Source: an optimization exercise on an open RTL-to-GDS flow (aim: small area). Production flows keep margins and buffers that such runs may drop. Where RTL was checked, it was by simulation tests only, not by an equivalence proof against the original. Not every run is shown, and edits may drop behaviour that the tests do not exercise. Function not checked in runs 8 and 9: the RTL went through the layout flow alone.

--- flow/design.v: outline only ---
// module fir16_top: 783 lines
// module fir16_fa: 6 lines
// module fir16_ha: 6 lines
module fir16_top (clk, reset, sample_in, y_out);
  // ...
==> flow/flow/run.sh <==
#!/bin/bash
# Standard layout; only the port buffers are the smallest buffer cell.
set -euo pipefail
bash standard.sh 'BUFFER_PORTS_ARGS=-buffer_cell sky130_fd_sc_hd__buf_1' finish > standard_flow.log 2>&1
==> flow/standard.sh <==
#!/bin/bash
# synth_recipe.tcl (not shown) runs the flow's synth.tcl, then flattens the netlist and writes it again
# the make line also repeats each setting of config.mk as NAME=value (left out here)
make -C /OpenROAD-flow-scripts/flow DESIGN_CONFIG=/design/flow/config.mk WORK_HOME=/design/flow/orfs CLKGATE_MAP_FILE= SYNTH_SCRIPT=/design/flow/synth_recipe.tcl "${@:-finish}"
==> flow/config.mk <==
export PLATFORM = sky130hd
export DESIGN_NAME = fir16_top
export DESIGN_NICKNAME = fir16_top
export VERILOG_FILES = /design/flow/design.v
export SDC_FILE = /design/flow/constraint.sdc
export NUM_CORES = 4
export LEC_CHECK = 0
export CAP_MARGIN = 20
export CORE_MARGIN = 2
export CORE_UTILIZATION = 60
export CTS_BUF_LIST = sky130_fd_sc_hd__clkbuf_8
export CTS_CLUSTER_DIAMETER = 80
export CTS_CLUSTER_SIZE = 16
export SLEW_MARGIN = 20
export SYNTH_HIERARCHICAL = 1
export SYNTH_MINIMUM_KEEP_SIZE = 0
==> flow/constraint.sdc <==
create_clock -name core_clock -period 8.0 [get_ports {clk}]
set_input_delay 1.6000 -clock core_clock [delete_from_list [all_inputs] [get_ports {clk}]]
set_output_delay 1.6000 -clock core_clock [all_outputs]
set_load 0.01 [all_outputs]
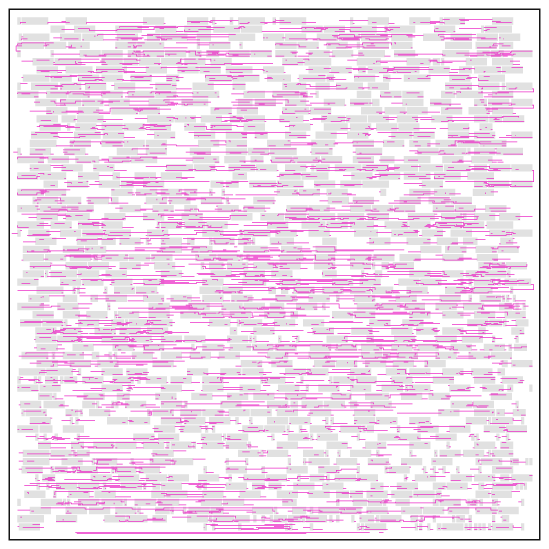
run_1/met1.png
(3 px per um)
nets with wire on the layer	1,531
share of all routed wire	36%
main direction	horizontal
longest straight run	98.0 um
wire length on this layer	12,200 um
Vias: 7,490
met1 GRT Util: 0.297

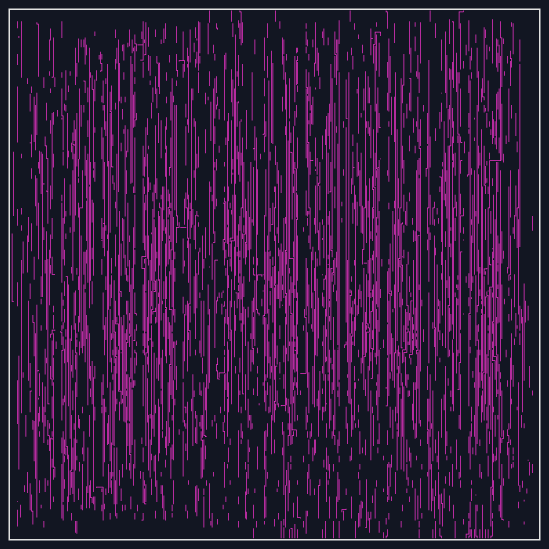
run_1/met2.png
(3 px per um)
main direction	vertical
longest straight run	110 um

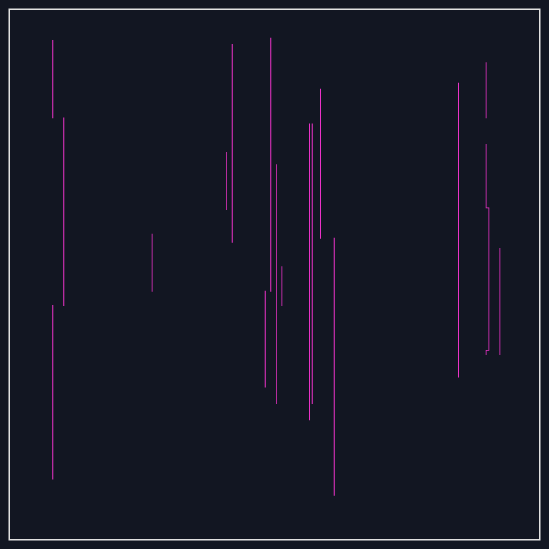
run_1/met4.png
(3 px per um)
longest straight run	98.6 um
main direction	vertical
wire length on this layer	1,010 um
share of all routed wire	3.0%
nets with wire on the layer	13

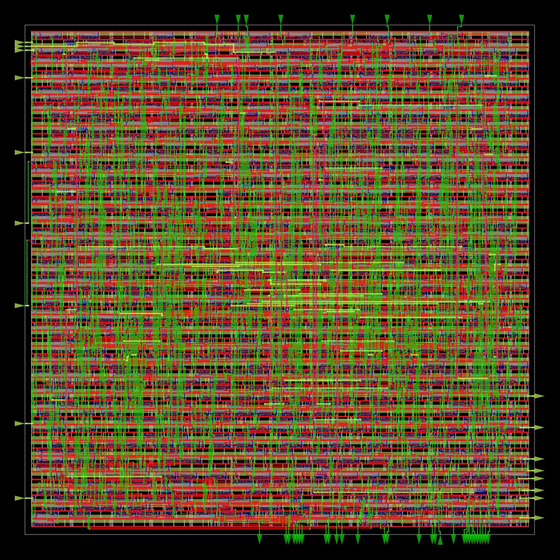
run_1/final_routing.png
Routed WL per cell: 22.2 um
GRT Total Usage: 0.240

==> results_dict.tcl, run 1 <==
set metrics [dict create \
    area_growth_pct 5.99 \
    synthAdderAreaFrac 0.566 \
    gp_routability_congestion 0.866 \
    fin_crit_sh 0.976 \
    dpl_cell_area_um2 18400 \
    ff2ff_path_depth 18 \
    drcViolationCount 0 \
    stdcell_area_um2 18900 \
    hold_buffers 0 \
    layout_commonest_cell "fa_1" \
    worst_setup_path_end_kind "flip-flop" \
    routed_via_density 4.94 \
    yosys.area.top_type "fa_1" \
    path_cells "ha_1 > fa_1 > fa_1 > fa_1 > fa_1 > fa_1 > fa_1 > fa_1 > fa_2 > fa_2 > fa_1 > fa_1 > fa_1 > fa_1 > fa_1 > fa_1 > fa_1 > nor2_1" \
    initial_utilization 0.605 \
    worstPathArrival_ns 8.23 \
    pre_cts_ws_ns 0.0125 \
    grt_pass1_wl_um 53200 \
    hold_depth 0 \
    die_h_um 176 \
    antenna_found_initial 0 \
    crit_top_cell "fa_1" \
    hp-class "flip-flop to flip-flop" \
    slowest_stage "fa_2" \
    synth_compound_area_frac 0 \
    ys_seq_area_frac 0.374 \
    ys_seq_elements 309 \
    drv_slew 0 \
    chipWidth_um 176 \
    io_pins 54 \
    syn_inst 1044 \
    final_util 0.641 \
    finalClockSkew_ns 0.0297 \
    synth_top_family_by_area "adder cells" \
    status "timing/DRC/antenna clean" \
    clk_latency_ns 0.58 \
    ant_nets 0 \
    cts-root-buf "clkbuf_8" \
    overflow 0 \
    crit_type "flip-flop to flip-flop" \
    grt_pass1_vias 9205 \
    core.rowCount 63 \
    timing.slew.headroom 0.467 \
    synth_area_leaders "fa_1, dfxtp_1, dfrtp_1" \
    period_minus_slack_ns 7.81 \
    setup_viol 0 \
    fmax_ghz 0.128 \
    syn_area_um2 17800 \
]
## run 1: worst reg2reg max path, delay by kind of cell (launching register included)
kind	cells	cell delay, ns
fa+ha+maj	17	7.27
flops	1	0.39
simple gates	1	0.04
## run 1: metal layers
metal,part of all wire,vias up,track usage
li1,-,3173,-
met1,0.36,4148,0.297
met2,0.57,122,0.445
met3,0.036,47,0.0332
met4,0.030,0,0.0634
met5,0,-,0
## run 1: Yosys cell counts
library cell / instances
and2b_1: 2
buf_4: 33
buf_6: 3
buf_8: 1
dfrtp_1: 96
dfxtp_1: 213
fa_1: 468
ha_1: 57
inv_1: 136
nand2b_4: 9
nor2_1: 16
nor2b_1: 6
nor2b_2: 3
xor2_1: 1
## run 1: layout make-up
cell class	instances	area [um2]
fill	2220	10600
multi-input combinational	562	10400
sequential	309	6670
inverter	136	513
tap	390	488
timing repair buffer	77	380
clock buffer	25	344
clock inverter	18	88.8
## run 1: timing repair
item                                    4_1_cts  5_1_grt
setup buffers                                 0        2
endpoints found under the setup margin        0        7
gates resized for setup                       0       24
## run 1: kinds of logic (layout without fill, tap and decap cells)
group,count (synthesis),in the layout
xor+xnor,1,1
fa+ha+maj,525,525
buf+inv,173,256
flops,309,309
simple gates,36,36
## run 1: through the flow
stage	hold slack [ns]	std cells
4_1_cts	0.347	1515
3_3_place_gp	0.324	1472
2_1_floorplan	0.324	1044
3_5_place_dp	0.327	1472
6_report	0.348	1517
5_1_grt	0.356	1517
run_1/metal_stack.png
(3 px per um)
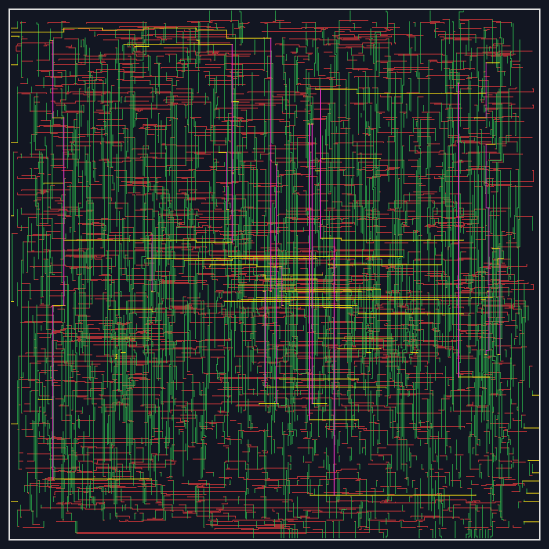

## Run 2: what changed since run 1
--- a/flow/config.mk
+++ b/flow/config.mk
@@ -9,3 +9,3 @@
 export CORE_MARGIN = 2
-export CORE_UTILIZATION = 60
+export CORE_UTILIZATION = 70
 export CTS_BUF_LIST = sky130_fd_sc_hd__clkbuf_8
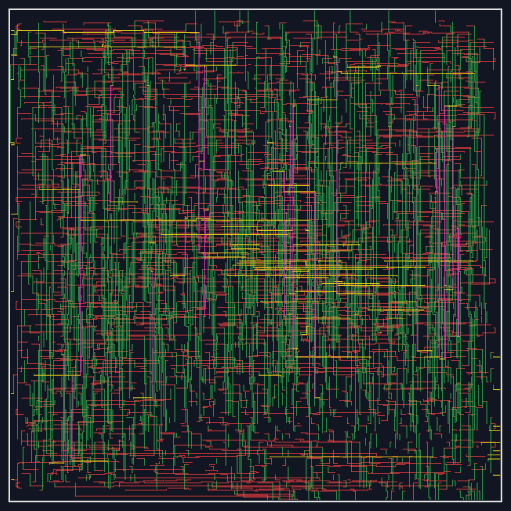
run_2/metal_stack.png
(3 px per um)
color	layer	wire length
magenta	met4	1,430 um
red	met1	12,000 um
green	met2	18,500 um
yellow	met3	1,180 um

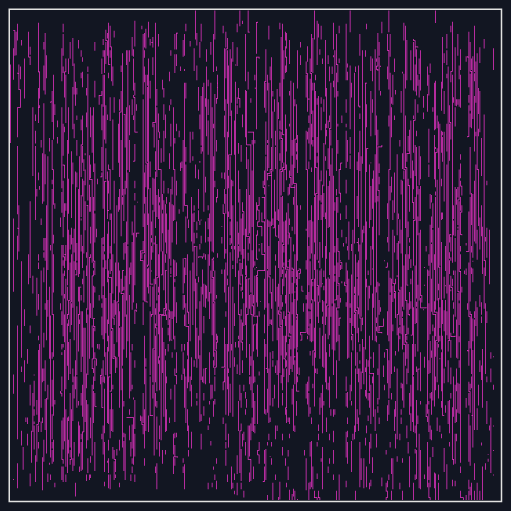
run_2/met2.png
(3 px per um)
share of all routed wire	56%
main direction	vertical
wire length on this layer	18,500 um
nets with wire on the layer	1,482
met2 usage: 0.498
Vias: 7,521

==> run 2 against run 1 <==
Net effect:
- synthesized area stayed put
- register-to-register slack about the same
- critical path depth is 1 higher
- sequential share of layout area grew 0.18 points
- core utilization is 11 points higher
- routed wire length decreased by 1.8%
- worst setup slack improved by 0.0096 ns
- highest routed layer unchanged
==> results_dict.tcl, run 2 <==
set metrics [dict create \
    status "timing/DRC/antenna clean" \
    layout_commonest_cell "fa_1" \
    core.rowCount 58 \
    ant_nets 0 \
    syn_area_um2 17800 \
    synth_area_leaders "fa_1, dfxtp_1, dfrtp_1" \
    fmax_ghz 0.128 \
    async_reset_ff_frac 0.311 \
    hp-class "flip-flop to flip-flop" \
    synth_common_cells "fa_1, dfxtp_1, inv_1" \
    overflow 0 \
    fin_crit_sh 0.975 \
    place_inst 1409 \
    drv_slew 0 \
    routed_via_density 5.16 \
    crit_type "flip-flop to flip-flop" \
    ys.flop_type "dfxtp_1" \
    ff2ff_path_depth 19 \
    synth_top_family_by_area "adder cells" \
    fillers 1581 \
    whs_ns 0.342 \
    hold_depth 0 \
    crit_top_cell "fa_1" \
    grt.total_usage 0.275 \
    synthAdderAreaFrac 0.566 \
    chipWidth_um 164 \
    final_util 0.749 \
    worstPathArrival_ns 8.21 \
]
==> run 2: cell counts after synthesis <==
Identical to the previous run, type by type.
==> run 2: per-stage QoR <==
step           TNS (ns)
2_1_floorplan         0
3_3_place_gp          0
3_5_place_dp   -0.00375
4_1_cts               0
5_1_grt         -0.0128
6_report              0
==> run 2: cell families (layout without fill, tap and decap cells) <==
kind of cell / Yosys count / count (layout)
xor+xnor: 1 / 1
simple gates: 36 / 36
buf+inv: 173 / 256
flops: 309 / 309
fa+ha+maj: 525 / 525
==> run 2: layout make-up <==
cell class,count,area (um2),area share
Multi-Input combinational cell,562,10400,0.554
Sequential cell,309,6670,0.355
Inverter,136,513,0.0273
Tap cell,330,413,0.0220
Timing Repair Buffer,80,403,0.0214
Clock buffer,23,317,0.0168
Clock inverter,17,71.3,0.00379
==> run 2: repair_timing <==
item | in CTS | in global routing
buffers inserted | 0 | 8
endpoints found under the setup margin | 1 | 3
hold endpoints to repair | 0 | 0
gates cloned | 0 | 0
pin swaps | 0 | 5
resized for setup | 3 | 22
==> run 2: metal layers <==
metal / part of all wire / global-route usage / vias up
met5: 0 / 0 / -
met4: 0.043 / 0.101 / 0
met1: 0.36 / 0.341 / 4128
li1: - / - / 3187
met3: 0.036 / 0.0389 / 65
met2: 0.56 / 0.498 / 141
==> run 2: worst max-delay path: cells and delay by family (launching register included) <==
family	cells	cell delay, ns
fa+ha+maj	17	7.17
flops	1	0.39
buf+inv	1	0.05
simple gates	1	0.05
run_2/final_routing.png
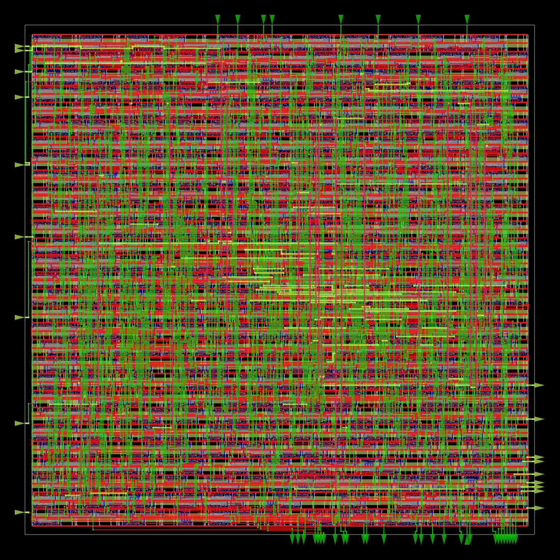

## Run 3: what changed since run 2
--- a/flow/config.mk
+++ b/flow/config.mk
@@ -7,2 +7,3 @@
 export LEC_CHECK = 0
+export ABC_AREA = 1
 export CAP_MARGIN = 20
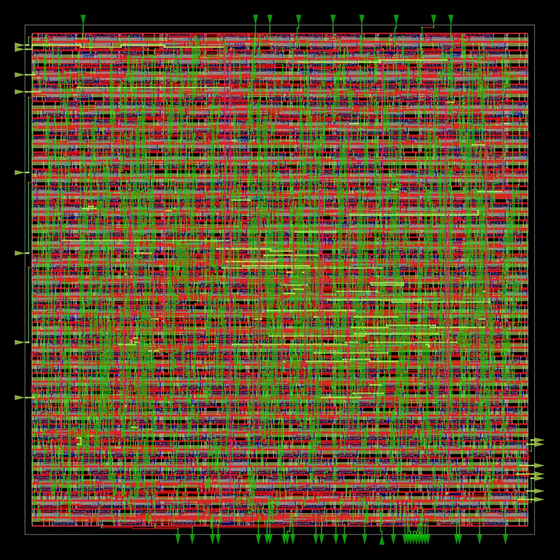
run_3/final_routing.png
Routed WL per cell: 22.1 um
M1 WL: 11,600 um

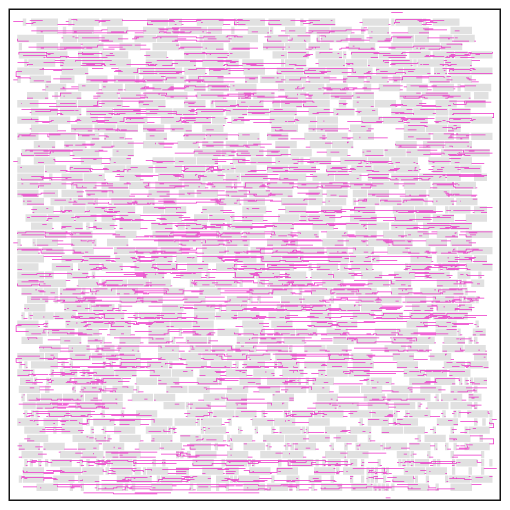
run_3/met1.png
(3 px per um)
nets with wire on the layer	1,542
longest straight run	68.3 um
wire length on this layer	11,600 um

==> run 3 against run 2 <==
Net effect:
- cell area decreased by 0.87%
- maximum frequency increased by 0.34%
- global-route usage up 0.31 points
- register-to-register slack better by 0.03 ns
- via count increased by 0.51%
- clock-buffer cell count is the same
- critical path depth up 1
- die area shrank 0.50%
- critical endpoint is now r_n919
==> results_dict.tcl, run 3 <==
set metrics [dict create \
    drcViolationCount 0 \
    ff2ff_path_depth 20 \
    period_minus_slack_ns 7.78 \
    antenna_found_initial 0 \
    crit_type "flip-flop to flip-flop" \
    clk_latency_ns 0.57 \
    setup_viol 0 \
    synth.most_common_cell "fa_1" \
    clkSinkCount 309 \
    ys_seq_elements 309 \
    finalClockSkew_ns 0.0302 \
    ys_seq_area_frac 0.376 \
    core.rowCount 58 \
    required_ns 8.46 \
    dieArea_um2 26600 \
    gp_routability_congestion 0.937 \
    cts-root-buf "clkbuf_8" \
    hold_buffers 0 \
    yosys.area.top_type "fa_1" \
    syn_nets 1601 \
    hp-class "flip-flop to flip-flop" \
    status "timing/DRC/antenna clean" \
    async_reset_ff_frac 0.311 \
    critPathLaunchType "flip-flop" \
    routed_via_density 5.16 \
    area_growth_pct 5.07 \
    chipWidth_um 163 \
    syn_inst 1058 \
    synth_common_cells "fa_1, dfxtp_1, inv_1" \
    drv_slew 0 \
    layout_commonest_cell "fa_1" \
    synth_area_leaders "fa_1, dfxtp_1, dfrtp_1" \
    drt-total-wl_um 32400 \
    cts_buffers 23 \
    vias 7559 \
    ant_nets 0 \
    grt_pass1_wl_um 52600 \
    port_buffers 53 \
    yosys.area.top_type_share 0.528 \
    syn_avg_cell_area_um2 16.8 \
    ys.flop_type "dfxtp_1" \
    dr.pass1.iters 4 \
    drt-initial-drc-count 324 \
    whs_ns 0.332 \
    worstPathArrival_ns 8.23 \
    fin_crit_sh 0.972 \
    overflow 0 \
    syn_area_um2 17700 \
    grt.total_usage 0.278 \
    synth-edff-count 0 \
    initial_utilization 0.708 \
    hold_depth 0 \
    drive_above_1_share 0.0520 \
    fmax_ghz 0.129 \
    core_region_area_um2 25000 \
]
-- run 3: changes by cell type in the layout (fill, tap and decap cells not counted), sizes merged, moves of 2 or more --
cell | before | now
and2b | 2 | 0
nor2b | 9 | 0
nand2 | 0 | 12
nor2 | 16 | 27
buf | 79 | 70
nand2b | 9 | 0
inv | 152 | 166
-- run 3: logic make-up (layout without fill, tap and decap cells) --
| kind of cell | after synthesis | in the layout | share of synthesized area |
|---|---|---|---|
| DFF | 309 | 309 | 0.376 |
| adders and majority gates | 525 | 525 | 0.568 |
| and+or+nand+nor | 39 | 39 | 0.00825 |
| buffers and inverters | 185 | 261 | 0.0474 |
-- run 3: critical path, cell delays in order (launching register included) --
cell and delay, ns:
dfrtp_1 0.40, ha_1 0.21, fa_1 0.40, fa_1 0.41, fa_1 0.41, fa_1 0.39
fa_1 0.40, fa_1 0.37, inv_1 0.10, fa_1 0.48, fa_1 0.46, fa_2 0.63
fa_1 0.46, fa_1 0.51, fa_1 0.49, inv_1 0.06, fa_1 0.43, fa_1 0.48
inv_1 0.05, fa_1 0.49, nor2_1 0.04
-- run 3: what timing repair did --
action,4_1_cts,5_1_grt
setup endpoints to repair,0,5
resized for setup,0,15
setup buffers,0,2
-- run 3: metrics by stage --
stage	instance area [um2]	instances	TNS, ns	util
after floorplan	17700	1058	0	-
after global placement	18200	1420	0	0.726
after detailed placement	18200	1420	0	0.726
after CTS	18600	1462	0	0.742
after global routing	18600	1464	-0.0244	0.744
final	18600	1464	0	0.744
-- run 3: cell type report --
type | instances | area, um2
clock buffers | 23 | 317
flip-flops and latches | 309 | 6670
well taps | 330 | 413
repair buffers | 70 | 330
inverters | 149 | 562
clock inverters | 19 | 81.3
fillers | 1556 | 6400
multi-input cells | 564 | 10300
-- run 3: layer usage --
layer	track usage	up-vias	part of all wire	wire, um
li1	-	3192	-	-
met1	0.354	4165	0.36	11600
met2	0.512	147	0.58	18600
met3	0.0264	55	0.029	923
met4	0.0853	0	0.038	1240
met5	0	-	0	0
run_3/met4.png
(3 px per um)
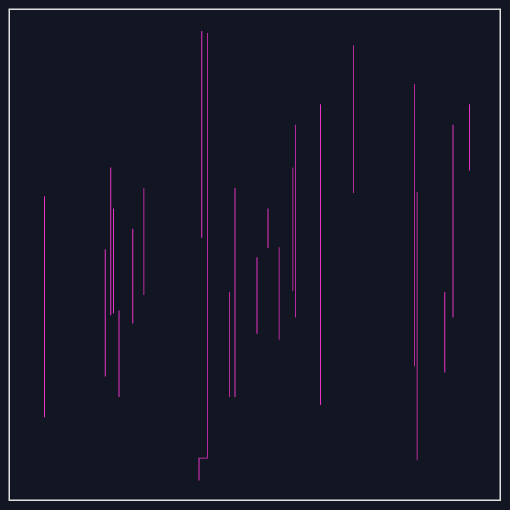

## Run 4: what changed since run 3
--- a/flow/config.mk
+++ b/flow/config.mk
@@ -12,3 +12,3 @@
 export CTS_BUF_LIST = sky130_fd_sc_hd__clkbuf_8
-export CTS_CLUSTER_DIAMETER = 80
+export CTS_CLUSTER_DIAMETER = 60
 export CTS_CLUSTER_SIZE = 16
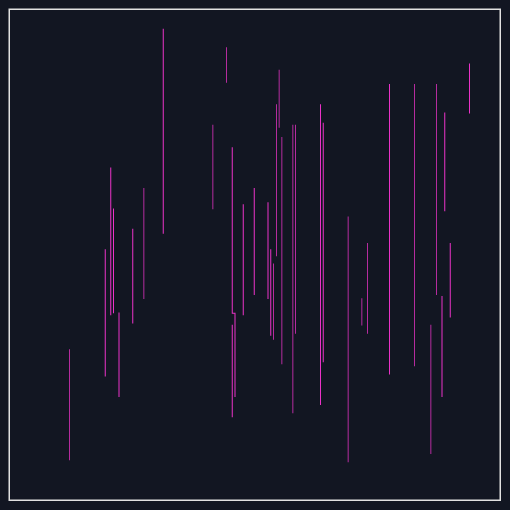
run_4/met4.png
(3 px per um)
main direction	vertical
longest straight run	100 um
share of all routed wire	5.1%
nets with wire on the layer	27
Vias: 7,648
final WL: 32,800 um

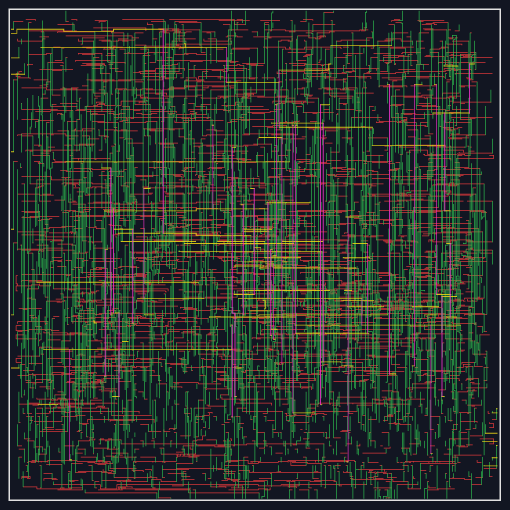
run_4/metal_stack.png
(3 px per um)
color	layer	wire length
green	met2	18,400 um
red	met1	11,500 um
magenta	met4	1,660 um
yellow	met3	1,230 um
Routed WL per cell: 22.3 um
GRT Total Usage: 0.280

==> run 4 against run 3 <==
Net effect:
- maximum frequency shrank 0.20%
- register-to-register slack lost 0.02 ns
- worst setup slack lost 0.016 ns
- largest cell class unchanged
- non-clock buffer count grew 1
- critical endpoint unchanged
- routed wire length grew 1.3%
- synthesized cell count is the same
- first-iteration DRC count grew 0.93%
==> results_dict.tcl, run 4 <==
set metrics [dict create \
    cts_buffers 25 \
    clkSinkCount 309 \
    layout_commonest_cell "fa_1" \
    async_reset_ff_frac 0.311 \
    overflow 0 \
    syn_nets 1601 \
    crit_type "flip-flop to flip-flop" \
    syn_inst 1058 \
    place_inst 1420 \
    period_minus_slack_ns 7.79 \
    status "timing/DRC/antenna clean" \
    routed_via_density 5.21 \
    initial_utilization 0.708 \
    synth_common_cells "fa_1, dfxtp_1, inv_1" \
    yosys.area.top_type_share 0.528 \
    multi_input_area_um2 10300 \
    dieArea_um2 26600 \
    dr.pass1.iters 4 \
    ys_seq_area_frac 0.376 \
    worstPathArrival_ns 8.29 \
    syn_area_um2 17700 \
    regArea_um2 6670 \
    synth-edff-count 0 \
    drv_slew 0 \
    clk_latency_ns 0.60 \
    syn_avg_cell_area_um2 16.8 \
    drt-initial-drc-count 327 \
    core.rowCount 58 \
    finalClockSkew_ns 0.0243 \
    ff2ff_path_depth 19 \
    ys_seq_elements 309 \
    port_buffers 53 \
    grt_pass1_wl_um 53000 \
    setup_viol 0 \
    fin_tns_setup_ns 0 \
    synth.most_common_cell "fa_1" \
    hp-class "flip-flop to flip-flop" \
    ys.flop_type "dfxtp_1" \
]
run 4: cell counts after synthesis:
Identical to the previous run, type by type.
run 4: per-stage QoR:
stage               instance area [um2]  hold slack (ns)  worst slack [ns]
detailed placement                18200            0.327            0.0607
global placement                  18200            0.325             0.157
global route                      18700            0.359           -0.0241
finish                            18700            0.348             0.209
floorplan                         17700            0.324             0.412
CTS                               18600            0.350            0.0878
run 4: cell type report:
type / instances / area share
inverters: 149 / 0.0300
flip-flops and latches: 309 / 0.356
clock buffers: 25 / 0.0184
clock inverters: 19 / 0.00608
repair buffers: 71 / 0.0189
well taps: 330 / 0.0220
multi-input cells: 564 / 0.549
run 4: layer usage:
layer / track usage / vias to the layer above / wire length (um)
met1: 0.349 / 4205 / 11500
met2: 0.506 / 168 / 18400
li1: - / 3197 / -
met4: 0.104 / 0 / 1660
met5: 0 / - / 0
met3: 0.0353 / 78 / 1230
run 4: cells by family (layout without fill, tap and decap cells):
| family | after synthesis | after routing | share of synthesized area |
|---|---|---|---|
| buf+inv | 185 | 264 | 0.0474 |
| simple gates | 39 | 39 | 0.00825 |
| fa+ha+maj | 525 | 525 | 0.568 |
| flops | 309 | 309 | 0.376 |
run 4: timing repair:
action / CTS / global route
resized for setup: 0 / 19
buffers inserted: 0 / 2
hold buffers: 0 / 0
setup endpoints to repair: 0 / 4
endpoints found under the hold margin: 0 / 0
run 4: critical path, cell delays in order (launching register included):
cell	delay, ns
dfrtp_1	0.41
ha_1	0.22
fa_1	0.39
fa_2	0.51
fa_1	0.42
fa_1	0.42
fa_1	0.39
fa_1	0.39
fa_1	0.41
fa_1	0.58
fa_1	0.45
fa_1	0.37
inv_1	0.07
fa_1	0.42
fa_1	0.47
fa_1	0.41
fa_1	0.44
fa_1	0.38
fa_1	0.48
nor2_1	0.04
run_4/met2.png
(3 px per um)
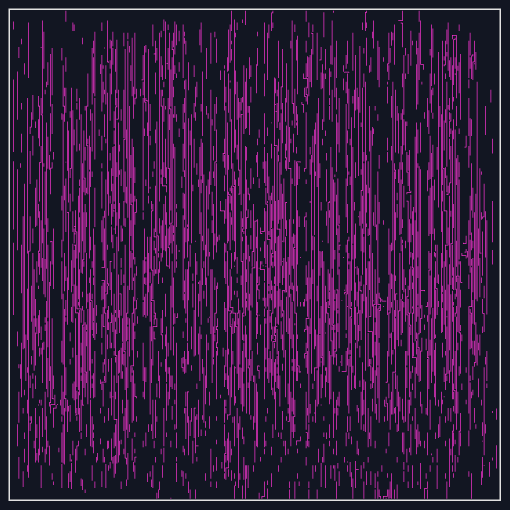

## Run 5: what changed since run 4
--- a/flow/config.mk
+++ b/flow/config.mk
@@ -7,3 +7,2 @@
 export LEC_CHECK = 0
-export ABC_AREA = 1
 export CAP_MARGIN = 20
@@ -11,5 +10,5 @@
 export CORE_UTILIZATION = 70
-export CTS_BUF_LIST = sky130_fd_sc_hd__clkbuf_8
+export CTS_BUF_LIST = sky130_fd_sc_hd__clkbuf_4
 export CTS_CLUSTER_DIAMETER = 60
-export CTS_CLUSTER_SIZE = 16
+export CTS_CLUSTER_SIZE = 10
 export SLEW_MARGIN = 20
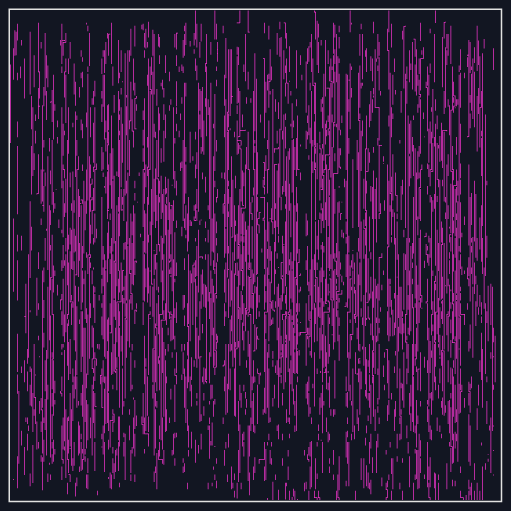
run_5/met2.png
(3 px per um)
nets with wire on the layer	1,501
longest straight run	88.7 um
share of all routed wire	55%
final WL: 33,800 um
Vias: 7,716

==> run 5 against run 4 <==
Net effect:
- still clean
- core utilization rose by 0.91 points
- routed wire length rose by 3.0%
- first-iteration DRC count rose by 1.5%
- clock skew fell by 0.0022 ns
==> results_dict.tcl, run 5 <==
set metrics [dict create \
    ys_seq_elements 309 \
    ys_seq_area_frac 0.374 \
    finalClockSkew_ns 0.0221 \
    clkSinkCount 309 \
    clk_latency_ns 0.67 \
    routed_via_density 5.20 \
    dpl_cell_area_um2 18300 \
    yosys.area.top_type_share 0.526 \
    drt-initial-drc-count 332 \
    setup_viol 0 \
    syn_inst 1044 \
    synth-edff-count 0 \
    async_reset_ff_frac 0.311 \
    grt.total_usage 0.283 \
    area_growth_pct 6.65 \
    syn_avg_cell_area_um2 17.1 \
    syn_area_um2 17800 \
    whs_ns 0.350 \
    ff2ff_path_depth 19 \
    port_buffers 53 \
    status "timing/DRC/antenna clean" \
    finalHoldViolations 0 \
    initial_utilization 0.710 \
    stdcell_area_um2 19000 \
    overflow 0 \
    layout_commonest_cell "fa_1" \
    synth_common_cells "fa_1, dfxtp_1, inv_1" \
    syn_nets 1587 \
    period_minus_slack_ns 7.80 \
    hp-class "flip-flop to flip-flop" \
    dr.pass1.iters 4 \
    synth.most_common_cell "fa_1" \
    worstPathArrival_ns 8.33 \
    grt_pass1_wl_um 53200 \
    fin_tns_setup_ns 0 \
    cts_buffers 38 \
    dieArea_um2 26800 \
    final_nets 1666 \
    worstMarginPinSlew_ns 0.794 \
    hold_buffers 0 \
    core.rowCount 58 \
    crit_type "flip-flop to flip-flop" \
    drv_slew 0 \
    synth_cell_type_count 14 \
    ys.flop_type "dfxtp_1" \
    routedWlPerCell_um 22.7 \
]
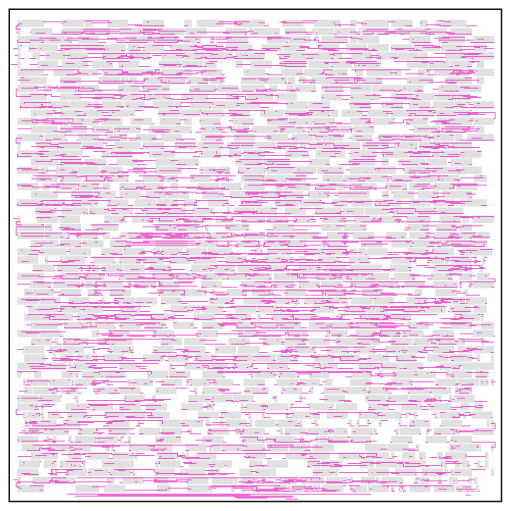
run_5/met1.png
(3 px per um)
main direction	horizontal
share of all routed wire	35%

run 5: cell types whose count changed in the layout (fill, tap and decap cells not counted), moves of 6 or more:
| cell | previous run | this run |
|---|---|---|
| nor2b_1 | 0 | 6 |
| nand2_1 | 12 | 0 |
| fa_2 | 18 | 26 |
| clkbuf_4 | 0 | 61 |
| clkbuf_8 | 25 | 0 |
| nand2b_4 | 0 | 9 |
| nor2_1 | 27 | 16 |
| buf_4 | 17 | 23 |
| inv_1 | 161 | 135 |
| fa_1 | 450 | 442 |
run 5: through the flow:
step	std cells	setup WS (ns)
5_1_grt	1485	-0.0117
6_report	1485	0.198
3_3_place_gp	1409	0.133
4_1_cts	1477	0.0229
2_1_floorplan	1044	0.412
3_5_place_dp	1409	-0.00375
run 5: metal layers:
metal,share of wire,vias to the layer above,global-route usage
met1,0.35,4203,0.347
met4,0.056,0,0.131
li1,-,3233,-
met3,0.044,100,0.0480
met2,0.55,180,0.499
met5,0,-,0
run 5: what timing repair did:
action,CTS,global route
pin swaps,1,3
setup buffers,1,3
resized for setup,2,24
endpoints found under the setup margin,1,4
run 5: area by class of cell:
| type | instances | area [um2] |
|---|---|---|
| flip-flops and latches | 309 | 6670 |
| repair buffers | 76 | 373 |
| fillers | 1538 | 6100 |
| inverters | 136 | 513 |
| multi-input cells | 562 | 10400 |
| clock inverters | 6 | 159 |
| clock buffers | 61 | 458 |
| diodes | 5 | 12.5 |
| well taps | 330 | 413 |
run 5: cell families after synthesis:
kind of cell / count (synthesis) / synth area share
XOR/XNOR: 1 / 0.000491
flip-flops: 309 / 0.374
adder cells (fa/ha/maj): 525 / 0.566
AND/OR/NAND/NOR: 36 / 0.0147
buffers and inverters: 173 / 0.0453
run 5: critical path, cell delays in order (launching register included):
cell     delay, ns
dfrtp_1       0.41
ha_1          0.23
fa_1          0.39
fa_1          0.39
fa_1          0.39
fa_1          0.39
fa_1          0.47
fa_1          0.42
fa_1          0.58
fa_1          0.45
fa_1          0.41
fa_1          0.41
inv_1         0.08
fa_1          0.46
fa_1          0.49
fa_2          0.36
fa_1          0.43
fa_1          0.39
fa_1          0.49
nor2_1        0.04
run_5/metal_stack.png
(3 px per um)
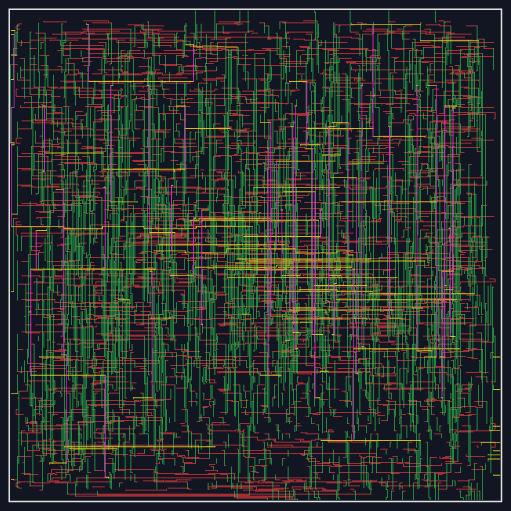

## Run 6: what changed since run 5
--- a/flow/config.mk
+++ b/flow/config.mk
@@ -10,5 +10,5 @@
 export CORE_UTILIZATION = 70
-export CTS_BUF_LIST = sky130_fd_sc_hd__clkbuf_4
-export CTS_CLUSTER_DIAMETER = 60
-export CTS_CLUSTER_SIZE = 10
+export CTS_BUF_LIST = sky130_fd_sc_hd__clkbuf_2 sky130_fd_sc_hd__clkbuf_4 sky130_fd_sc_hd__clkbuf_8
+export CTS_CLUSTER_DIAMETER = 80
+export CTS_CLUSTER_SIZE = 16
 export SLEW_MARGIN = 20
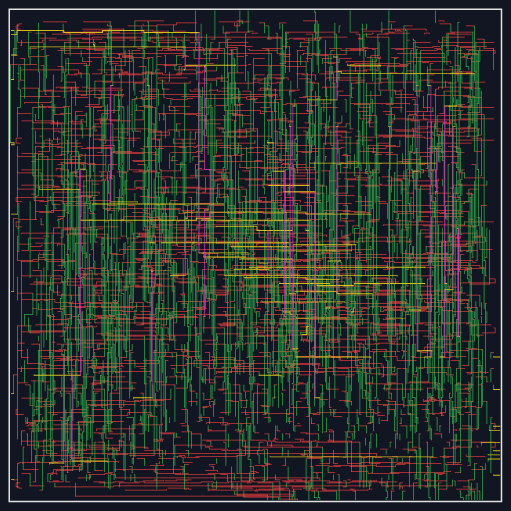
run_6/metal_stack.png
(3 px per um)
color	layer	wire length
green	met2	18,500 um
yellow	met3	1,180 um
red	met1	12,000 um
magenta	met4	1,430 um

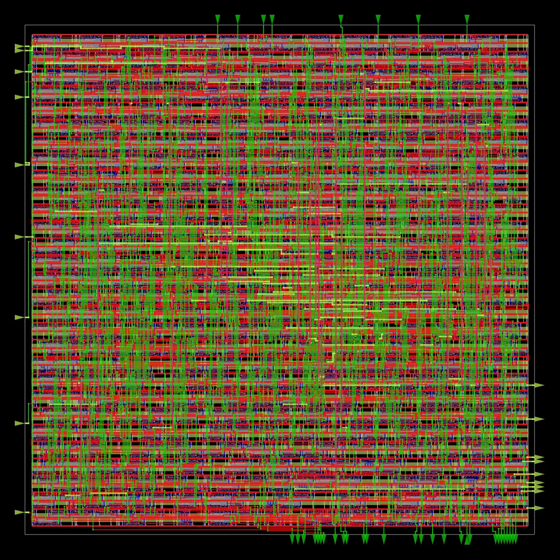
run_6/final_routing.png
Routed WL per cell: 22.7 um
final WL: 33,100 um
M1 WL: 12,000 um
DR WL met3: 1180 um
GRT Total Usage: 0.275

==> run 6 against run 5 <==
Net effect:
- still clean on timing, DRC and antenna
- synthesized area stayed put
- first-iteration DRC count is 14% higher
- worst hold slack worse by 0.0067 ns
- via count is 2.1% lower
- synthesized cell count stayed put
- sequential share of layout area is 0.29 points higher
- worst setup slack better by 0.0025 ns
- cell count is 1.9% lower
- cell area is 0.83% lower
- critical endpoint is now r_n785
==> results_dict.tcl, run 6 <==
set metrics [dict create \
    ys.flop_type "dfxtp_1" \
    grt_pass1_wl_um 52000 \
    layout_commonest_cell "fa_1" \
    status "timing/DRC/antenna clean" \
    initial_utilization 0.710 \
    crit_type "flip-flop to flip-flop" \
    synth-edff-count 0 \
    vias 7554 \
    path_cells "ha_1 > fa_2 > fa_1 > fa_1 > fa_1 > fa_1 > fa_1 > fa_2 > fa_2 > fa_2 > fa_1 > fa_1 > fa_1 > inv_1 > fa_1 > fa_1 > fa_1 > fa_1 > nor2_1" \
    drt-initial-drc-count 378 \
    period_minus_slack_ns 7.80 \
    yosys.area.top_type_share 0.526 \
    finalHoldViolations 0 \
    syn_area_um2 17800 \
    core.rowCount 58 \
    async_reset_ff_frac 0.311 \
    area_growth_pct 5.77 \
    worstPathArrival_ns 8.21 \
    cpPeakStageDelay_ns 0.53 \
    finalClockSkew_ns 0.0146 \
    ff2ff_path_depth 19 \
    port_buffers 53 \
    ys_seq_elements 309 \
    dieArea_um2 26800 \
    clk_latency_ns 0.56 \
    setup_viol 0 \
    overflow 0 \
    hp-class "flip-flop to flip-flop" \
    synth_common_cells "fa_1, dfxtp_1, inv_1" \
    syn_inst 1044 \
    cts_buffers 23 \
    fillers 1564 \
    slowest_stage "fa_2" \
    synth_cell_type_count 14 \
    antenna_cells 0 \
    whs_ns 0.344 \
]
## run 6: cell counts after synthesis
Identical to the previous run, type by type.
## run 6: routing by layer
layer | GRT usage | vias to the layer above | share of wire
met5 | 0 | - | 0
li1 | - | 3187 | -
met4 | 0.101 | 0 | 0.043
met2 | 0.496 | 137 | 0.56
met3 | 0.0389 | 67 | 0.036
met1 | 0.342 | 4163 | 0.36
## run 6: cell families after synthesis
kind of cell / Yosys count / synth area share
buffers and inverters: 173 / 0.0453
and+or+nand+nor: 36 / 0.0147
DFF: 309 / 0.374
xor gates and xnor gates: 1 / 0.000491
adders and majority gates: 525 / 0.566
## run 6: through the flow
| stage | utilization | cells | setup TNS, ns | instance area [um2] |
|---|---|---|---|---|
| final | 0.751 | 1457 | 0 | 18900 |
| after global routing | 0.751 | 1457 | -0.0134 | 18900 |
| after CTS | 0.746 | 1449 | 0 | 18700 |
| after detailed placement | 0.728 | 1409 | -0.00375 | 18300 |
| after global placement | 0.728 | 1409 | 0 | 18300 |
| after floorplan | - | 1044 | 0 | 17800 |
## run 6: layout make-up
cell class / count / area [um2] / share of cell area
clock buffers: 38 / 429 / 0.0228
clock inverters: 2 / 15.0 / 0.000796
inverters: 136 / 513 / 0.0272
well taps: 330 / 413 / 0.0219
multi-input cells: 562 / 10400 / 0.552
flip-flops and latches: 309 / 6670 / 0.354
repair buffers: 80 / 403 / 0.0214
## run 6: what timing repair did
item,4_1_cts,5_1_grt
pin swaps,0,5
setup endpoints to repair,1,3
gates resized for setup,2,23
buffers inserted,0,8
## run 6: critical path, delay by kind of cell, from the launching register on
| family | cells | cell delay, ns |
|---|---|---|
| buffers and inverters | 1 | 0.05 |
| adders and majority gates | 17 | 7.17 |
| and+or+nand+nor | 1 | 0.05 |
| DFF | 1 | 0.39 |
run_6/met4.png
(3 px per um)
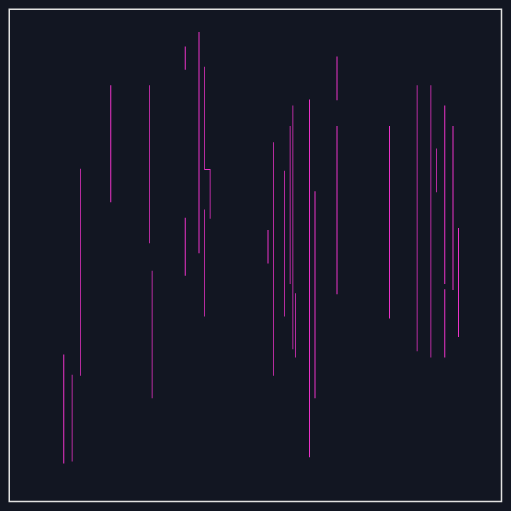

## Run 7: what changed since run 6
--- a/flow/config.mk
+++ b/flow/config.mk
@@ -7,2 +7,3 @@
 export LEC_CHECK = 0
+export ABC_AREA = 1
 export CAP_MARGIN = 20
@@ -10,5 +11,5 @@
 export CORE_UTILIZATION = 70
-export CTS_BUF_LIST = sky130_fd_sc_hd__clkbuf_2 sky130_fd_sc_hd__clkbuf_4 sky130_fd_sc_hd__clkbuf_8
+export CTS_BUF_LIST = sky130_fd_sc_hd__clkbuf_8
 export CTS_CLUSTER_DIAMETER = 80
-export CTS_CLUSTER_SIZE = 16
+export CTS_CLUSTER_SIZE = 14
 export SLEW_MARGIN = 20
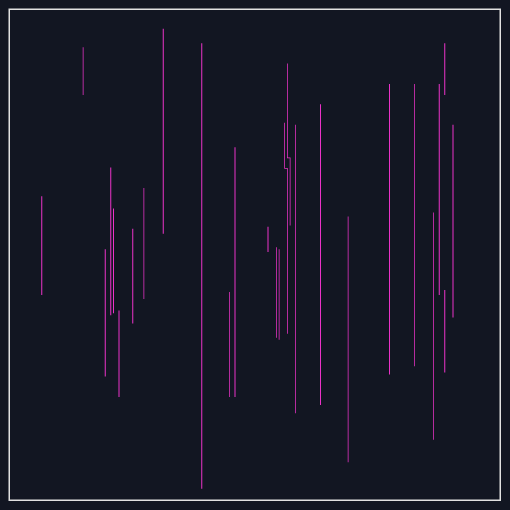
run_7/met4.png
(3 px per um)
share of all routed wire	4.7%
wire length on this layer	1,520 um
main direction	vertical
longest straight run	148 um

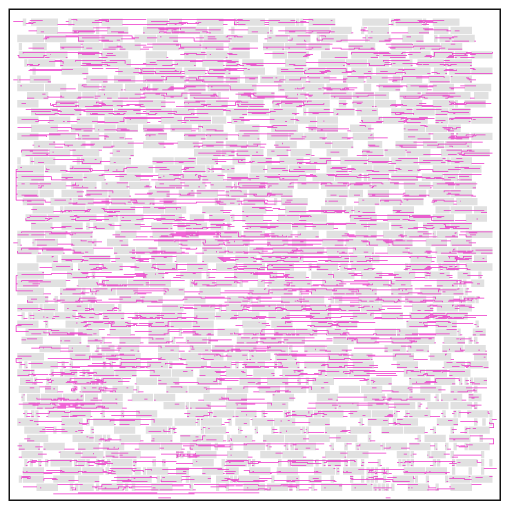
run_7/met1.png
(3 px per um)
main direction	horizontal
nets with wire on the layer	1,542
share of all routed wire	35%
longest straight run	65.8 um
wire length on this layer	11,500 um
final WL: 32,600 um
Vias: 7,622
met1 GRT Util: 0.350

==> run 7 against run 6 <==
Net effect:
- cell count up 0.96%
- first-iteration DRC count down 4.0%
- global-route usage up 0.36 points
- die area down 0.50%
- critical path depth down 1
- flip-flop and latch count unchanged
- via count up 0.90%
- worst setup slack better by 0.0094 ns
- synthesized cell count up 1.3%
==> results_dict.tcl, run 7 <==
set metrics [dict create \
    grt.total_usage 0.278 \
    syn_area_um2 17700 \
    area_growth_pct 5.61 \
    cts_buffers 26 \
    overflow 0 \
    synth_cell_type_count 10 \
    drt-initial-drc-count 363 \
    worstPathArrival_ns 8.25 \
    core.rowCount 58 \
    antenna_cells 0 \
    final_util 0.748 \
    routedWlPerCell_um 22.2 \
    final_cells 1471 \
    hp-class "flip-flop to flip-flop" \
    yosys.area.top_type_share 0.528 \
    ys.flop_type "dfxtp_1" \
    setup_viol 0 \
    status "timing/DRC/antenna clean" \
    grt_pass1_wl_um 52900 \
    layout_commonest_cell "fa_1" \
    finalClockSkew_ns 0.0329 \
    initial_utilization 0.708 \
    crit_type "flip-flop to flip-flop" \
    ys_seq_elements 309 \
    ff2ff_path_depth 18 \
]
==> run 7: changes by cell type after synthesis, sizes merged <==
cell and change:
inv +13, nand2 +12, nor2 +11, nand2b -9, nor2b -9, and2b -2
buf -1, xor2 -1
==> run 7: layer usage <==
metal / part of all wire / up-vias / track usage
met4: 0.047 / 0 / 0.0990
met5: 0 / - / 0
li1: - / 3204 / -
met1: 0.35 / 4180 / 0.350
met3: 0.035 / 66 / 0.0302
met2: 0.57 / 172 / 0.507
==> run 7: stage by stage <==
stage / worst slack, ns / hold slack [ns] / setup TNS [ns] / instance area, um2
final: 0.210 / 0.344 / 0 / 18700
after detailed placement: 0.0607 / 0.327 / 0 / 18200
after CTS: 0.100 / 0.348 / 0 / 18600
after global routing: -0.00420 / 0.356 / -0.00420 / 18700
after floorplan: 0.412 / 0.324 / 0 / 17700
after global placement: 0.157 / 0.325 / 0 / 18200
==> run 7: worst max-delay path, cell delays in order (launching register included) <==
cell	delay, ns
dfrtp_1	0.40
ha_1	0.22
fa_1	0.39
fa_1	0.41
fa_1	0.41
fa_1	0.53
fa_1	0.74
fa_1	0.50
fa_1	0.49
fa_1	0.45
fa_1	0.40
inv_1	0.07
fa_1	0.43
fa_1	0.49
fa_1	0.41
fa_1	0.44
fa_1	0.38
fa_1	0.48
nor2_1	0.04
==> run 7: cell type report <==
class	count	share of cell area
Multi-Input combinational cell	564	0.549
Sequential cell	309	0.356
Timing Repair Buffer	71	0.0189
Inverter	149	0.0300
Clock inverter	21	0.00468
Tap cell	330	0.0220
Clock buffer	27	0.0198
==> run 7: cell families (layout without fill, tap and decap cells) <==
group	after synthesis	in the layout	synth area share
fa+ha+maj	525	525	0.568
simple gates	39	39	0.00825
flops	309	309	0.376
buf+inv	185	268	0.0474
==> run 7: repair_timing <==
action / 4_1_cts / 5_1_grt
setup endpoints to repair: 0 / 4
gates resized for setup: 0 / 19
hold endpoints to repair: 0 / 0
setup buffers: 0 / 2
run_7/met2.png
(3 px per um)
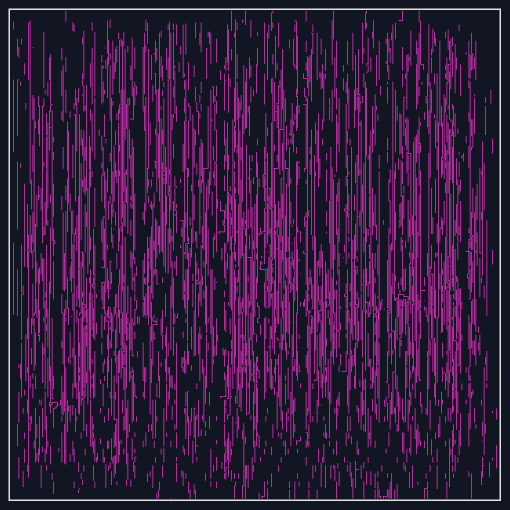

==> run 8: too many edits to list; what changed since run 7 <==
flow/design.v: 795 -> 1510 lines; modules unchanged: 0
  fir16_top: edited, 783 -> 1510 lines
  removed: fir16_fa, fir16_ha
==> flow/run.sh (new file) <==
#!/bin/bash
# synth_recipe.tcl (not shown) runs the flow's synth.tcl, then flattens the netlist and writes it again
# the make line also repeats each setting of config.mk as NAME=value (left out here)
make -C /OpenROAD-flow-scripts/flow DESIGN_CONFIG=/design/flow/config.mk WORK_HOME=/design/flow/orfs CLKGATE_MAP_FILE= SYNTH_SCRIPT=/design/flow/synth_recipe.tcl finish
==> flow/config.mk (replaced) <==
export PLATFORM = sky130hd
export DESIGN_NAME = fir16_top
export DESIGN_NICKNAME = fir16_top
export VERILOG_FILES = /design/flow/design.v
export SDC_FILE = /design/flow/constraint.sdc
export NUM_CORES = 4
export LEC_CHECK = 0
export CAP_MARGIN = 20
export CORE_MARGIN = 2
export CORE_UTILIZATION = 40
export SLEW_MARGIN = 20
removed: flow/flow/run.sh
removed: flow/standard.sh
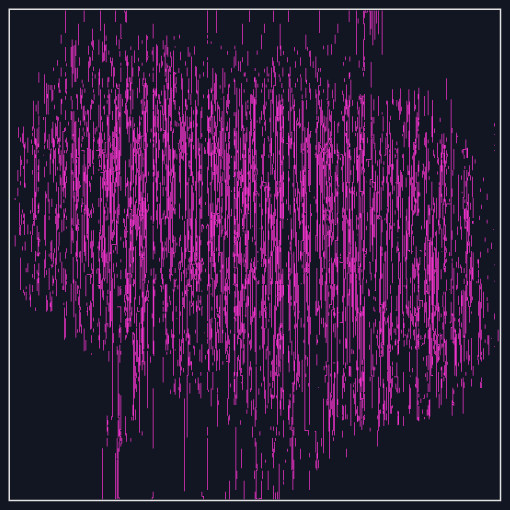
run_8/met2.png
(2 px per um)
wire length on this layer	27.2 mm
nets with wire on the layer	2,426
main direction	vertical

==> run 8 against run 7 <==
Net effect:
- synthesized area grew 31%
- routed wire length grew 55%
- clock-buffer cell count grew 28
- worst setup slack gained 0.24 ns
- core utilization shrank 30 points
- via count grew 61%
==> results_dict.tcl, run 8 <==
set metrics [dict create \
    status "timing/DRC/antenna clean" \
    syn_area_um2 23200 \
    setup_slack_ns 0.448 \
    chipWidth_um 245 \
    pre_cts_ws_ns 0.570 \
    final_util 0.445 \
    ys.flop_type "dfxtp_1" \
    ff2ff_path_depth 28 \
    area_growth_pct 10.1 \
    timing.slew.headroom 0.349 \
    core.rowCount 88 \
    vias 12300 \
    regArea_um2 6250 \
    hp-class "flip-flop to flip-flop" \
    multi_input_area_um2 13700 \
    slowest_stage "clkdlybuf4s50_1" \
    cts-root-buf "clkbuf_16" \
    cp_num_buf_inv 8 \
    synth_cell_type_count 16 \
    top_layer_used "met4" \
    finalClockSkew_ns 0.0340 \
    yosys.area.top_type_share 0.490 \
    path_cells "inv_1 > ha_1 > ha_1 > inv_1 > fa_1 > inv_1 > fa_1 > ha_1 > inv_1 > fa_1 > fa_1 > inv_1 > ha_1 > fa_1 > fa_1 > fa_1 > ha_1 > fa_1 > fa_1 > inv_1 > fa_2 > inv_1 > clkdlybuf4s50_1" \
    ant_nets 0 \
    whs_ns 0.439 \
    cts_buffers 37 \
    cts_htree_levels 2 \
    cp.depth 23 \
    async_reset_ff_frac 0 \
    dr.pass1.iters 4 \
    layout_commonest_cell "inv_1" \
    drt-initial-drc-count 445 \
    routed_via_density 4.23 \
    cpPeakStageDelay_ns 0.53 \
    crit_top_cell "fa_1" \
    setup_viol 0 \
    synth_warnings 1 \
    ys_seq_elements 312 \
    critPathTopFamily "adder cells" \
    overflow 0 \
    cts_tree "built" \
    worstPathArrival_ns 5.95 \
    initial_utilization 0.404 \
    antenna_cells 0 \
    crit_type "flip-flop to output pin" \
    post_cts_buffers 0 \
    fin_tns_setup_ns 0 \
    grt_pass1_wl_um 82100 \
    drt-total-wl_um 50500 \
    cp_max_fo 1 \
]
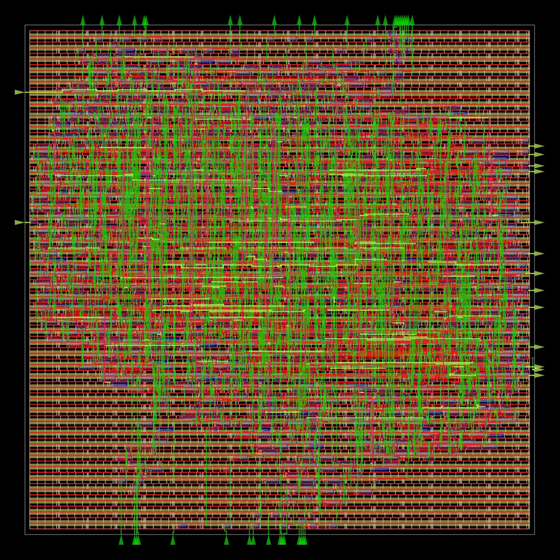
run_8/final_routing.png
Routed WL per cell: 17.4 um
GRT Total Usage: 0.186
M1 WL: 19,400 um
DR WL met3: 1970 um
Met2 Wirelength: 27,200 um

## run 8: cell count changes in the layout (fill, tap and decap cells not counted), moves of 9 or more
cell             change
clkdlybuf4s50_1     +44
nor2_1             +121
dfrtp_1             -96
clkbuf_8            -20
nor2b_1            +153
buf_4               -15
dfxtp_1             +99
clkbuf_16           +39
fa_2                -17
buf_1               -53
clkbuf_1             +9
inv_1              +599
fa_1               +117
## run 8: cell families after synthesis
family	Yosys count	share of synthesized area
fa+ha+maj	622	0.519
buf+inv	831	0.142
flops	312	0.269
compound gates	1	0.000324
xor+xnor	4	0.00151
simple gates	312	0.0677
## run 8: worst register-to-register path: cells and delay by family (launching register included)
family / cells / cell delay (ns)
adders and majority gates: 16 / 6.01
buffers and inverters: 11 / 0.71
DFF: 1 / 0.32
and+or+nand+nor: 1 / 0.28
## run 8: repair_timing
item	4_1_cts	5_1_grt
endpoints found under the setup margin	8	8
endpoints found under the hold margin	0	0
resized for setup	1	9
## run 8: layer usage
metal,vias to the layer above,GRT usage
met5,-,0
met4,0,0.0678
met3,96,0.0320
met2,205,0.344
met1,6404,0.215
li1,5569,-
## run 8: area by class of cell
class,count,area share
Clock buffer,55,0.0433
Clock inverter,11,0.00509
Timing Repair Buffer,55,0.0223
Tap cell,765,0.0375
Inverter,766,0.113
Sequential cell,312,0.244
Multi-Input combinational cell,939,0.535
## run 8: per-stage QoR
| step | cell area (um2) | std cells |
|---|---|---|
| after global routing | 25600 | 2903 |
| after detailed placement | 24300 | 2837 |
| after floorplan | 23200 | 2082 |
| after CTS | 25500 | 2903 |
| after global placement | 24300 | 2837 |
| final | 25600 | 2903 |
run_8/met1.png
(2 px per um)
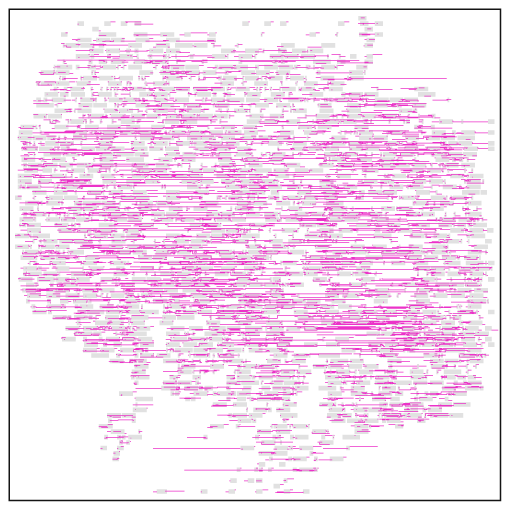

--- run 9: outline of the changes from run 8 ---
flow/design.v: 1510 -> 1456 lines; modules unchanged: 0
  fir16_top: edited, 1510 -> 1456 lines
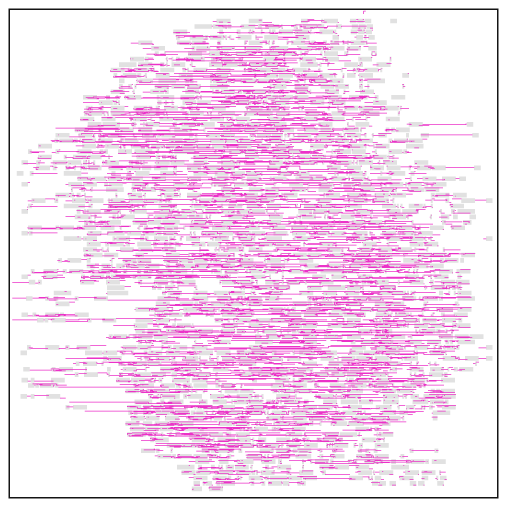
run_9/met1.png
(2 px per um)
main direction	horizontal
longest straight run	90.6 um
share of all routed wire	48%
nets with wire on the layer	2,618
wire length on this layer	23.4 mm

==> run 9 against run 8 <==
Net effect:
- cell count decreased by 0.90%
- critical endpoint is now r_n757
- non-clock buffer count increased by 34
- cell area increased by 0.52%
- synthesized cell count decreased by 2.7%
==> results_dict.tcl, run 9 <==
set metrics [dict create \
    status "timing/DRC/antenna clean" \
    cts_buffers 37 \
    synth_warnings 1 \
    setup_viol 0 \
    finalClockSkew_ns 0.0136 \
    path_cells "ha_1 > inv_1 > fa_1 > fa_2 > buf_4 > fa_1 > fa_2 > fa_1 > fa_2 > fa_1 > fa_1 > fa_1 > fa_1 > inv_1 > fa_1 > fa_2 > fa_2 > fa_1 > inv_1 > fa_1 > inv_1 > ha_1 > nor2b_1" \
    dr.pass1.iters 5 \
    routed_via_density 4.20 \
    cp.depth 23 \
    slowest_stage "fa_2" \
    ff2ff_path_depth 23 \
    chipWidth_um 244 \
    drt-initial-drc-count 502 \
    syn_nets 2640 \
    cp_num_buf_inv 5 \
    ys_seq_elements 311 \
    antenna_cells 0 \
    syn_area_um2 22900 \
    initial_utilization 0.405 \
    cts_htree_levels 2 \
    worstPathArrival_ns 8.17 \
    routedWlPerCell_um 17.1 \
    syn_avg_cell_area_um2 11.3 \
    overflow 0 \
    core.rowCount 87 \
    grt_pass1_wl_um 79200 \
    final_cell_mix "inv_1, fa_1, dfxtp_1" \
    crit_type "flip-flop to flip-flop" \
    ant_nets 0 \
    crit_top_cell "fa_1" \
    whs_ns 0.429 \
    critPathTopFamily "adder cells" \
    drt-total-wl_um 49200 \
    yosys.area.top_type_share 0.482 \
    grt.total_usage 0.177 \
    hp-class "flip-flop to flip-flop" \
    cpPeakStageDelay_ns 0.58 \
    area_growth_pct 11.9 \
    cts_tree "built" \
    timing.slew.headroom 0.429 \
    synth_cell_type_count 12 \
    async_reset_ff_frac 0 \
    layout_commonest_cell "inv_1" \
    ys.flop_type "dfxtp_1" \
    vias 12100 \
    cts-root-buf "clkbuf_16" \
]
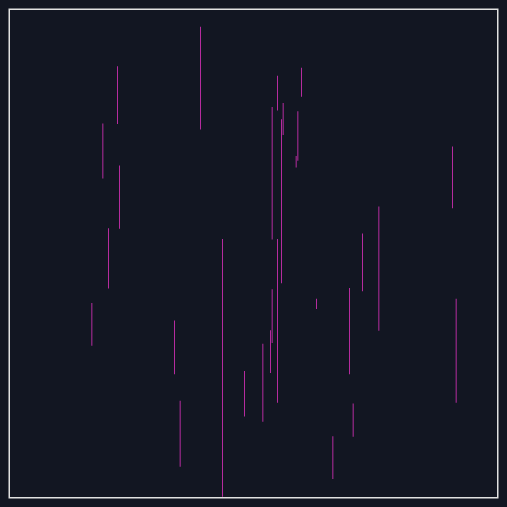
run_9/met4.png
(2 px per um)
main direction	vertical
wire length on this layer	1,050 um
nets with wire on the layer	17

[run 9: cell types whose count changed in the layout (fill, tap and decap cells not counted), sizes merged, moves of 9 or more]
cell / delta
clkinv: +9
fa: -16
nor2b: +139
inv: -22
nand2b: +9
nor2: -146
buf: +34
[run 9: repair_timing]
action,CTS,global route
resized for setup,4,31
gates cloned,0,0
endpoints found under the setup margin,1,3
pin swaps,0,13
setup buffers,0,3
[run 9: cells by family (layout without fill, tap and decap cells)]
family	Yosys count	after routing	share of synthesized area
XOR/XNOR	1	1	0.000382
adder cells (fa/ha/maj)	597	597	0.506
buffers and inverters	806	902	0.138
flip-flops	311	311	0.271
AND/OR/NAND/NOR	310	310	0.0843
[run 9: metal layers]
metal | part of all wire | global-route usage | vias up
met5 | 0 | 0 | -
met4 | 0.021 | 0.0434 | 0
met3 | 0.048 | 0.0322 | 70
met2 | 0.45 | 0.281 | 238
met1 | 0.48 | 0.253 | 6273
li1 | - | - | 5500
[run 9: layout make-up]
class,instances,area (um2)
Timing Repair Buffer,89,818
Tap cell,756,946
Clock buffer,47,1010
Multi-Input combinational cell,908,13600
Inverter,745,2800
Clock inverter,21,249
Fill cell,5346,30900
Sequential cell,311,6230
[run 9: through the flow]
step	cell area [um2]	util	TNS [ns]	worst slack, ns	cells
6_report	25700	0.454	0	0.242	2877
5_1_grt	25700	0.454	-0.00605	-0.00605	2877
4_1_cts	25600	0.452	0	0.0123	2874
3_5_place_dp	24300	0.430	-0.0942	-0.0942	2806
3_3_place_gp	24300	0.430	0	0.0339	2806
2_1_floorplan	22900	-	0	0.347	2025

[re-timing with driven ports]
No port has a modelled driver above. Below, the same layouts with a new extraction and two added sets of constraints.
Step 1: set_driving_cell puts a clkbuf_16 on clk and a buf_2 on each other input, an assumption about the parent block.
Step 2 adds t to the input delays and takes it off the output delays; t is the mean of the earliest and latest rising clock arrival at the registers after step 1. Input paths then give back, and output paths get back, about the clock's delay inside the block.
Slacks: ideal / step 1 / step 2; pairs: ideal / step 1.
run	shift t [ns]	setup WS [ns]	hold slack, ns	worst setup path after step 2
run 1	0.612	0.189 / 0.189 / 0.189	0.348 / 0.348 / 0.348	register to register
run 2	0.595	0.198 / 0.198 / 0.198	0.342 / 0.342 / 0.342	register to register
run 3	0.605	0.224 / 0.224 / 0.224	0.332 / 0.332 / 0.332	register to register
run 4	0.639	0.209 / 0.209 / 0.209	0.348 / 0.348 / 0.348	register to register
run 5	0.706	0.198 / 0.198 / 0.198	0.350 / 0.350 / 0.350	register to register
run 6	0.596	0.200 / 0.201 / 0.201	0.344 / 0.344 / 0.344	register to register
run 7	0.617	0.210 / 0.210 / 0.210	0.344 / 0.344 / 0.344	register to register
run 8	0.593	0.448 / 0.394 / 0.585	0.439 / 0.439 / 0.439	register to register
run 9	0.618	0.242 / 0.242 / 0.242	0.429 / 0.429 / 0.429	register to register
After both steps setup and hold are still met in every run listed.
